Context: an optimization exercise on an open-source flow, tuned for small area and a short achievable clock period. The choices shown serve that exercise and are no tape-out recipe. Only simulation tests tie the RTL to the original design; equivalence was not proved. Not every run is shown, and edits may drop behaviour that the tests do not exercise.

==> design/flow/design.v <==
module DSP(A, B, C, D, clk, rst_n, P);
parameter OPERATION = "ADD";
input  [17:0] A, B, D;
input  [47:0] C;
input clk, rst_n;
output reg  [47:0] P;
reg  [17:0] A_reg_stg1, A_reg_stg2, B_reg, D_reg, adder_out_stg1, adder_out_stg2;
reg  [47:0] C_reg, mult_out;
always @(posedge clk or negedge rst_n) begin
	if (!rst_n) begin
		 A_reg_stg1 <= 0;
		 A_reg_stg2 <= 0;
		 B_reg <= 0;
		 C_reg <= 0;
		 D_reg <= 0;
		 adder_out_stg1 <= 0; 
		 adder_out_stg2 <= 0; 
		 mult_out <= 0;
		 P <= 0;
	end
	else begin
		A_reg_stg1 <= A;
		A_reg_stg2 <= A_reg_stg1;
		B_reg <= B;
		C_reg <= C;
		D_reg <= D; 
		adder_out_stg2 <= adder_out_stg1; 
		if (OPERATION == "ADD") begin
			adder_out_stg1 <= D_reg + B_reg;
			P <= mult_out + C_reg;
		end
		else if (OPERATION == "SUBTRACT") begin
			adder_out_stg1 <= D_reg - B_reg;
			P <= mult_out - C_reg;
		end
		mult_out <= A_reg_stg2 * adder_out_stg2;
	end
end
endmodule
==> design/flow/run.sh <==
#!/bin/bash
# synth_recipe.tcl (not shown) runs the flow's synth.tcl, then flattens the netlist and writes it again
# the make line also repeats each setting of config.mk as NAME=value (left out here)
make -C /OpenROAD-flow-scripts/flow DESIGN_CONFIG=/design/flow/config.mk WORK_HOME=/design/flow/orfs CLKGATE_MAP_FILE= SYNTH_SCRIPT=/design/flow/synth_recipe.tcl finish
==> design/flow/config.mk <==
export PLATFORM = sky130hd
export DESIGN_NAME = DSP
export DESIGN_NICKNAME = DSP
export VERILOG_FILES = /design/flow/design.v
export SDC_FILE = /design/flow/constraint.sdc
export NUM_CORES = 4
export LEC_CHECK = 0
export CAP_MARGIN = 20
export CORE_MARGIN = 2
export CORE_UTILIZATION = 40
export SLEW_MARGIN = 20
==> design/flow/constraint.sdc <==
create_clock -name core_clock -period 7.0 [get_ports {clk}]
set_input_delay 1.4000 -clock core_clock [delete_from_list [all_inputs] [get_ports {clk}]]
set_output_delay 1.4000 -clock core_clock [all_outputs]
set_load 0.01 [all_outputs]
==> run_1/logic_types.png <==
Scale: 3 px per um.
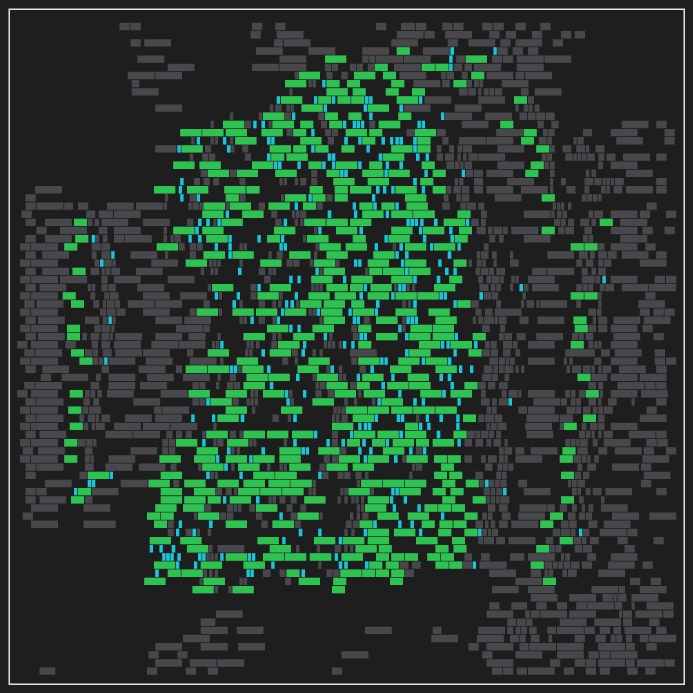
fa/ha/maj cells -> green  # cells 421
inv cells -> cyan  # cells 312

==> run_1/io_fan.png <==
Scale: 2 px per um.
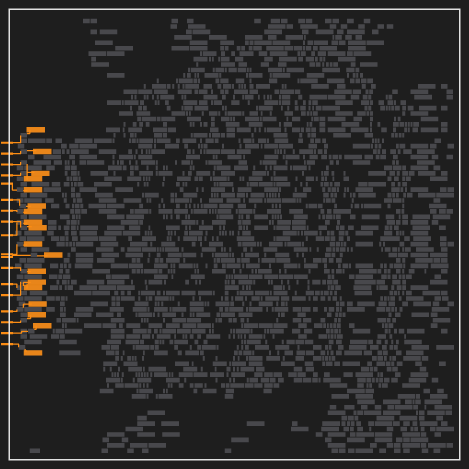
B -> orange  # bits 18, direction input, end cells 18, buffers 18, wire 186 um
IO Port Bufs: 151
IO Count: 152

==> impl_results.md, run 1 <==
* Share of cells above drive strength 1 at 3.18%
* Period utilisation layout at 90.3%
* WP data arrival at 6.76 ns
* F_max at 158 MHz
* Clk sinks at 240
* DRT Pass-1 Iters at 7
* Post-Route WL at 44.9 mm
* Slew Limit Fails at 0
* CTS tree: yes
* Sequential-to-total area share from yosys stat at 30.9%
* Actual slew at the worst max-slew pin at 0.994 ns
* DRC errors left at 0
* Clock transition at path regs at 0.06 ns
* Post-route design area at 0.0224 mm2
* Worst endpoint required time at 7.45 ns
* Syn nets at 2,398
* Skew final at 0.0156 ns
* Pre-CTS setup slack at 0.703 ns
* # rows at 80
* RSZ-0062 raised after global routing: no
* Die area at 0.0504 mm2
* Skew-Pair Late Insertion Delay at 0.57 ns
* All-Layer GR Usage at 18.5%
* Crit path largest cell delay at 0.84 ns
* Die Width at 224 um
* Initial drt markers at 790
* Final ANT Viol Nets at 0
* Antenna violations before repair at 0
* Post-CTS Setup Inserts at 0
* R2R cell count at 21
* Layout Nets at 2,518
* PnR worst setup slack at 0.681 ns
* Adder-cell share of the synthesized area at 37.1%
* Gr ovfl total at 0
* Cell with the most instances after synthesis: inv_1
* Total of warnings raised by yosys at 1
* Top cells by count, synth: 312 x inv_1, 258 x fa_1, 240 x dfrtp_1
* Top post-synthesis cells by area: dfrtp_1 31%, fa_1 27%, ha_1 10%, inv_1 6.0%, nand2_1 4.6%
* Core area at 0.0478 mm2
* Die Ht at 224 um
* DR WL/cell at 17.1 um
* Worst Setup Start Kind: flop
* Setup CP Type: flop to flop
* Largest family of logic cells by synthesized area: adder cells
* Area delta synth->final at 15.4%
* PostCTS Resize Cnt at 0
* Number of global-route vias before repair at 14,091
* Status: timing/DRC/antenna clean
* # H-tree levels at 1
* Num CTS Buffers at 28
* Root buffer cell: clkbuf_16
* Yosys reg bits at 240
* WHS at 0.345 ns
* Post-Synth Simple-Gate Area at 12.5%
* Count of flip-flops with a built-in enable after synthesis at 0
* Synthesized area at 0.0194 mm2
* Number of buffers on the longest clock path at 3
* Syn avg cell area at 10.4 um2
* Starting Density at 40.6%
* Post-synth cell types at 58
* Routed vias/inst at 4.94
* Final Hold Fails at 0
* Mux contribution to synthesized area at 0%
* Gate Count Post-Synth at 1,873
* Synth Area in XOR/XNOR at 4.05%
* Hold Path Stages at 0
* CP Max Fanout at 18
* Worst hold path type: flop to flop
* Ant. Diodes at 0
* Slowest CP cell: dfrtp_1
* Share of the synthesized area in the top cell type at 30.9%
* Ys flop type: dfrtp_1
* Crit end category: flop
* First-pass GRT wire length at 73.9 mm
* Setup violations, final at 0
* CP cell instances: nand2_1 > fa_1 > inv_1 > fa_1 > inv_1 > fa_1 > inv_1 > fa_1 > fa_1 > inv_1 > fa_1 > inv_1 > ha_1 > nand2_1 > nor2_1 > nand3_1 > o32a_1 > a211o_1 > o21ai_1 > a21oi_1 > xnor2_1
* Placed cell area at 0.0215 mm2
* Hold-fix buffers at CTS at 0
* Largest net degree at the start of global routing at 122
* Post-synth ARST share at 100%
* Synth Area in Compound Gates at 8.17%
* Number of max-cap violations at 0
* Vias at 12,965
* Post-DP HPWL at 34.6 mm
* Final Wtd Congestion at 0.896
* Normalized max-slew margin at 33.7%
* Largest area contributor in the synthesized netlist: dfrtp_1
* CP dominant cell by count: fa_1
==> run_1/worst_path.png <==
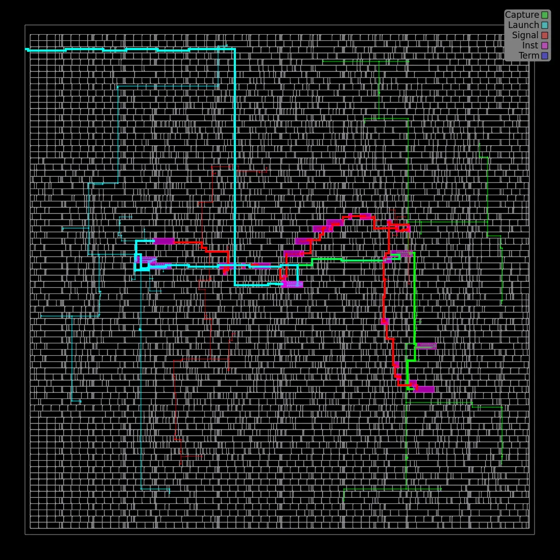
Tmin final: 6.32 ns
Setup TNS Final: 0 ns
Cell Count, Final, Fillers Out: 2,626
fin util: 46.9%

[run 1: area by class of cell]
type	instances	area (um2)
Clock buffer	39	802
Clock inverter	9	125
Fill cell	4495	25400
Inverter	312	1170
Multi-Input combinational cell	1257	12000
Sequential cell	240	6010
Tap cell	615	769
Timing Repair Buffer	154	1550
[run 1: stage by stage]
step / instances
2_1_floorplan: 1873
3_3_place_gp: 2578
3_5_place_dp: 2578
4_1_cts: 2626
5_1_grt: 2626
6_report: 2626
[run 1: placed cells by master, fill, tap and decap left out, drive strengths merged, types with 7 or more instances in the layout]
cell type,n
a211oi,13
a21o,38
a21oi,68
and2,137
and3,11
clkbuf,39
clkdlybuf4s50,150
dfrtp,240
fa,258
ha,163
inv,314
nand2,237
nand3,19
nand4,13
nor2,40
nor3,20
o211ai,10
o21a,15
o21ai,53
o21bai,8
or3,7
xnor2,63
xor2,27
[run 1: critical path, delay by kind of cell, from the launching register on]
family | cells | cell delay (ns)
compound gates | 4 | 0.96
xor+xnor | 1 | 0.13
fa+ha+maj | 7 | 3.38
buf+inv | 5 | 0.25
flops | 1 | 0.84
simple gates | 4 | 0.63
[run 1: metal layers]
metal | wire (um) | vias to the layer above | track usage (%)
li1 | - | 6115 | -
met1 | 20600 | 6415 | 25.3
met2 | 20500 | 361 | 30.5
met3 | 2750 | 74 | 3.40
met4 | 1100 | 0 | 4.61
met5 | 0 | - | 0
[run 1: path summary, 6_finish.rpt]
path	from	end	slack (ns)
max	adder_out_stg2[9]	mult_out[29]	0.68
min	A_reg_stg1[1]	A_reg_stg2[1]	0.34
max reg2reg	adder_out_stg2[9]	mult_out[29]	0.68
min reg2reg	A_reg_stg1[1]	A_reg_stg2[1]	0.34
max in group asynchronous	rst_n	D_reg[15]	4.96
min in group asynchronous	rst_n	A_reg_stg1[12]	0.89
==> run_1/layer_met2.png <==
Scale: 2 px per um. Cells faint in the background.
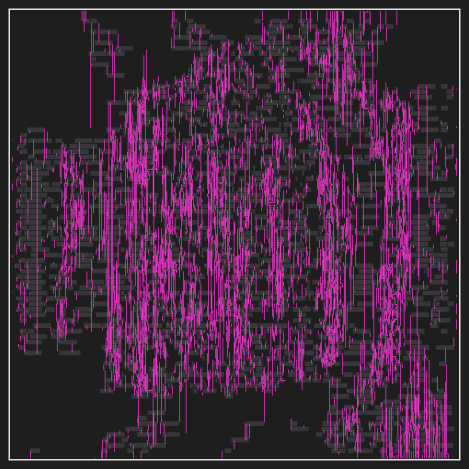

## Run 2: large edit since run 1, in outline
design/flow/design.v: 39 -> 1761 lines; modules unchanged: 0
  DSP: edited, 39 -> 1761 lines
==> run_2/layer_met2.png <==
Scale: 2 px per um. Cells faint in the background.
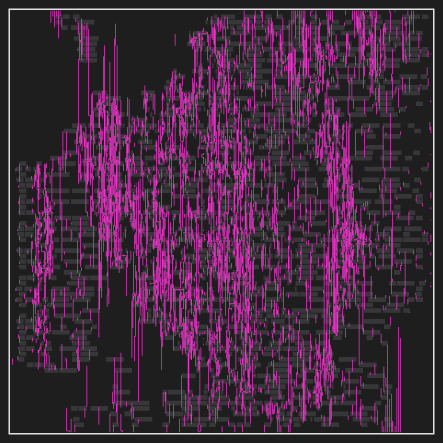
wire length on this layer = 18,400 um
share of all routed wire = 46%
main direction = vertical
nets with wire on the layer = 1,780
Post-Route WL: 39.8 mm
vias: 11,069
GR Util met2: 30.7%

==> run_2/logic_types.png <==
Scale: 4 px per um.
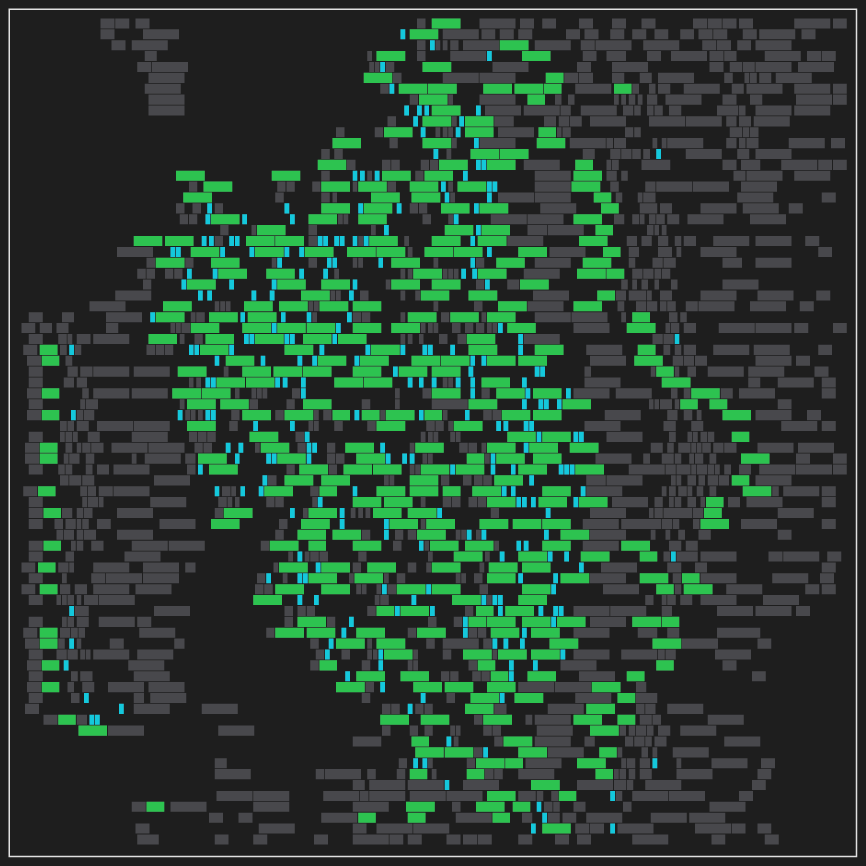
fa/ha/maj cells -> green  # cells 361
inv cells -> cyan  # cells 265
commonest non-fill, non-tap cell in the layout: fa_1
multi-input combinational area share: 52.5%
Cell Count, Final, Fillers Out: 2,248

==> run_2/io_fan.png <==
Scale: 3 px per um.
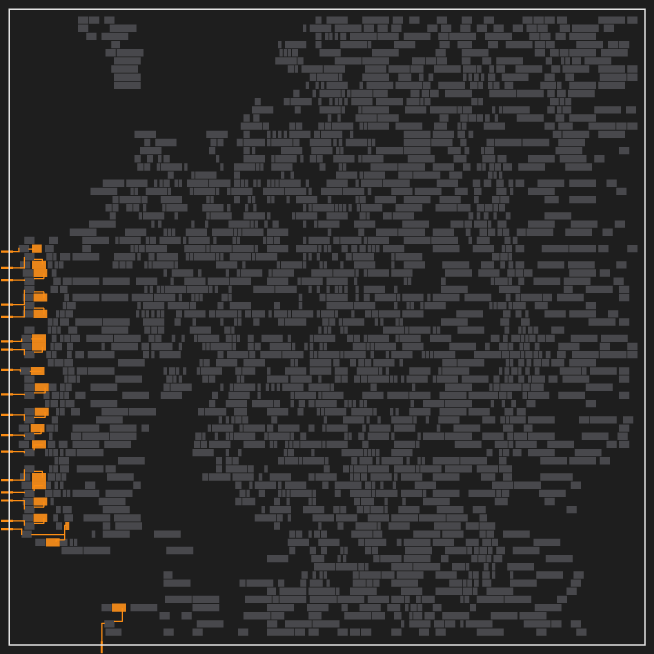
B -> orange  # bits 18, direction input, end cells 19, buffers 18, wire 206 um

==> run_2/worst_path.png <==
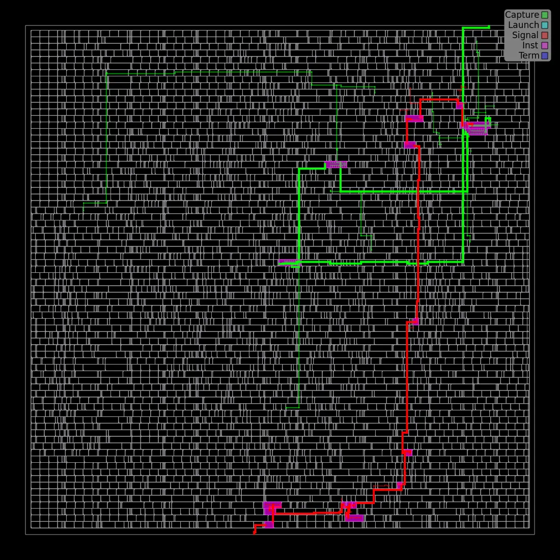
Tmin final: 4.80 ns
PnR worst setup slack: 2.20 ns
fin util: 47.0%

==> run 2 against run 1 <==
  * Cell count down 14%
  * Routed wire length down 11%
  * Design area down 10%
  * Sequential share of layout area up 0.50 points
  * Clock skew down 0.0020 ns
  * Die area down 11%
  * Worst setup slack better by 1.5 ns
  * First-iteration DRC count down 19%
  * Critical path depth down 7
  * Global-route usage up 0.52 points
==> impl_results.md, run 2 <==
* Total of warnings raised by yosys at 1
* All-Layer GR Usage at 19.0%
* Yosys reg bits at 219
* Initial drt markers at 637
* Final Hold Fails at 0
* Share of cells above drive strength 1 at 3.64%
* Count of flip-flops with a built-in enable after synthesis at 0
* Adder-cell share of the synthesized area at 38.9%
* RSZ-0062 raised after global routing: no
* Layout Nets at 2,148
* Root buffer cell: clkbuf_16
* FILL cells at 3,950
* Status: timing/DRC/antenna clean
* Clk sinks at 219
* Reg-to-reg slack, setup at 2.66 ns
* Final ANT Viol Nets at 0
* Top post-synthesis cells by area: fa_1 34%, dfrtp_1 32%, and2_1 6.7%, inv_1 5.8%, ha_1 5.1%
* Number of buffers on the longest clock path at 3
* Syn avg cell area at 11.1 um2
* Most frequent cells in the layout: 291 x fa_1, 265 x inv_1, 219 x dfrtp_1
* Gate Count Post-Synth at 1,552
* Share of the synthesized area in the top cell type at 33.8%
* CP Max Fanout at 7
* Worst endpoint required time at 7.43 ns
* Worst Setup Start Kind: input port
* Die area at 0.0447 mm2
* Number of max-cap violations at 0
* Starting Density at 40.2%
* Post-DP HPWL at 28.8 mm
* Period utilisation layout at 68.6%
* IO Count at 152
* Skew final at 0.0136 ns
* Dpl cells at 2,202
* Ys flop type: dfrtp_1
* Largest net degree at the start of global routing at 158
* Cell with the most instances after synthesis: fa_1
* Post-synth cell types at 56
* Skew-Pair Late Insertion Delay at 0.55 ns
* CTS tree: yes
* Pre-CTS setup slack at 1.62 ns
* Post-CTS Setup Inserts at 0
* Slew Limit Fails at 0
* Final Wtd Congestion at 0.896
* Synth Area in XOR/XNOR at 2.85%
* Synth Area in Compound Gates at 6.16%
* Post-synth ARST share at 100%
* Actual slew at the worst max-slew pin at 0.957 ns
* Gr ovfl total at 0
* IO Port Bufs at 151
* F_max at 208 MHz
* # H-tree levels at 1
* Die Width at 211 um
* Area delta synth->final at 16.7%
* Ant. Diodes at 0
* Mux contribution to synthesized area at 0.0582%
* Routed vias/inst at 4.92
* Crit end category: flop
* Setup CP Type: input port to flop
* Worst hold path type: flop to flop
* # rows at 76
* DR WL/cell at 17.7 um
* Die Ht at 211 um
* DRT Pass-1 Iters at 5
* Post-Synth Simple-Gate Area at 13.2%
* Largest area contributor in the synthesized netlist: fa_1
* Hold-fix buffers at CTS at 0
* Synthesized area at 0.0172 mm2
* Setup TNS Final at 0 ns
* Setup violations, final at 0
* Clock transition at path regs at 0.06 ns
* First-pass GRT wire length at 65.6 mm
* Syn nets at 2,017
* DRC errors left at 0
* PostCTS Resize Cnt at 0
* Antenna violations before repair at 0
* Number of global-route vias before repair at 12,091
* Top cells by count, synth: 291 x fa_1, 265 x inv_1, 219 x dfrtp_1
* Sequential-to-total area share from yosys stat at 31.8%
* Num CTS Buffers at 25
* Normalized max-slew margin at 36.2%
* WP data arrival at 5.23 ns
* Largest family of logic cells by synthesized area: adder cells
* Core area at 0.0428 mm2
==> run 2: cell types whose count changed after synthesis, moves of 20 or more <==
cell / delta
a21oi_1: -26
and2_1: +48
dfrtp_1: -21
fa_1: +33
ha_1: -93
inv_1: -47
nand2_1: -60
o21ai_0: -21
xnor2_1: -20
==> run 2: critical path: stages <==
cell and delay (ns):
clkdlybuf4s50_1 0.43, fa_1 0.55, ha_1 0.22, inv_1 0.08, fa_1 0.45, nor2b_1 0.11
o21ai_0 0.14, a21oi_1 0.30, o2111ai_1 0.23, a31oi_1 0.42, o211ai_2 0.20, a211oi_4 0.40
o211ai_1 0.15, xnor2_1 0.15
==> run 2: path summary, 6_finish.rpt <==
check	from	endpoint	cells past startpoint
max	C[1]	sum[45]	14
min	sum[1]	P[1]	0
max reg2reg	a1[9]	r1[19]	10
min reg2reg	sum[1]	P[1]	0
max in group asynchronous	rst_n	P[20]	2
min in group asynchronous	rst_n	s1[0]	1
==> run 2: per-stage QoR <==
step	hold WS (ns)	instance area [um2]
after floorplan	0.331	17200
after global placement	0.331	19300
after detailed placement	0.335	19300
after CTS	0.338	20100
after global routing	0.342	20100
final	0.335	20100
==> run 2: logic make-up (layout without fill, tap and decap cells) <==
kind of cell / Yosys count / after routing
adders and majority gates: 361 / 361
buffers and inverters: 316 / 466
xor gates and xnor gates: 56 / 56
AOI/OAI and AO/OA: 152 / 152
DFF: 219 / 219
and+or+nand+nor: 447 / 447
muxes: 1 / 1
==> run 2: area by class of cell <==
class	instances	area (um2)	area share (%)
Clock buffer	33	716	3.56
Clock inverter	13	121	0.604
Inverter	265	995	4.95
Multi-Input combinational cell	1017	10500	52.5
Sequential cell	219	5480	27.3
Tap cell	546	683	3.40
Timing Repair Buffer	155	1560	7.76
==> run 2: routing by layer <==
layer | part of all wire (%) | track usage (%) | vias up
li1 | - | - | 4965
met3 | 6.8 | 3.26 | 69
met5 | 0 | 0 | -
met2 | 46 | 30.7 | 399
met4 | 2.3 | 5.22 | 0
met1 | 45 | 26.6 | 5636

afterwards: timing with drivers on the ports:
No port has a modelled driver above. Below, the same layouts with a new extraction and two added sets of constraints.
Step 1 (the two cells are an assumption about what drives the block):
set clk [get_ports {clk}]
set_driving_cell -lib_cell sky130_fd_sc_hd__clkbuf_16 $clk
set_driving_cell -lib_cell sky130_fd_sc_hd__buf_2 [delete_from_list [all_inputs] $clk]
Step 2 also shifts input and output timing later by t, the mid clock arrival at the registers, as if the neighbouring blocks saw the same clock.
Three values: no drivers, after step 1, after step 2; two values: the first two.
run	shift t [ns]	setup WS [ns]	worst slew at a driven data input, ns	pins driven straight from the clock port
run 1	0.615	0.681 / 0.681 / 0.681	0.07	1
run 2	0.594	2.197 / 2.228 / 1.634	0.05	1
After both steps every run listed still meets setup and hold. For run 2, which loses most, drivers alone change the setup slack by +0.031 ns; drivers and shift together by -0.563 ns.
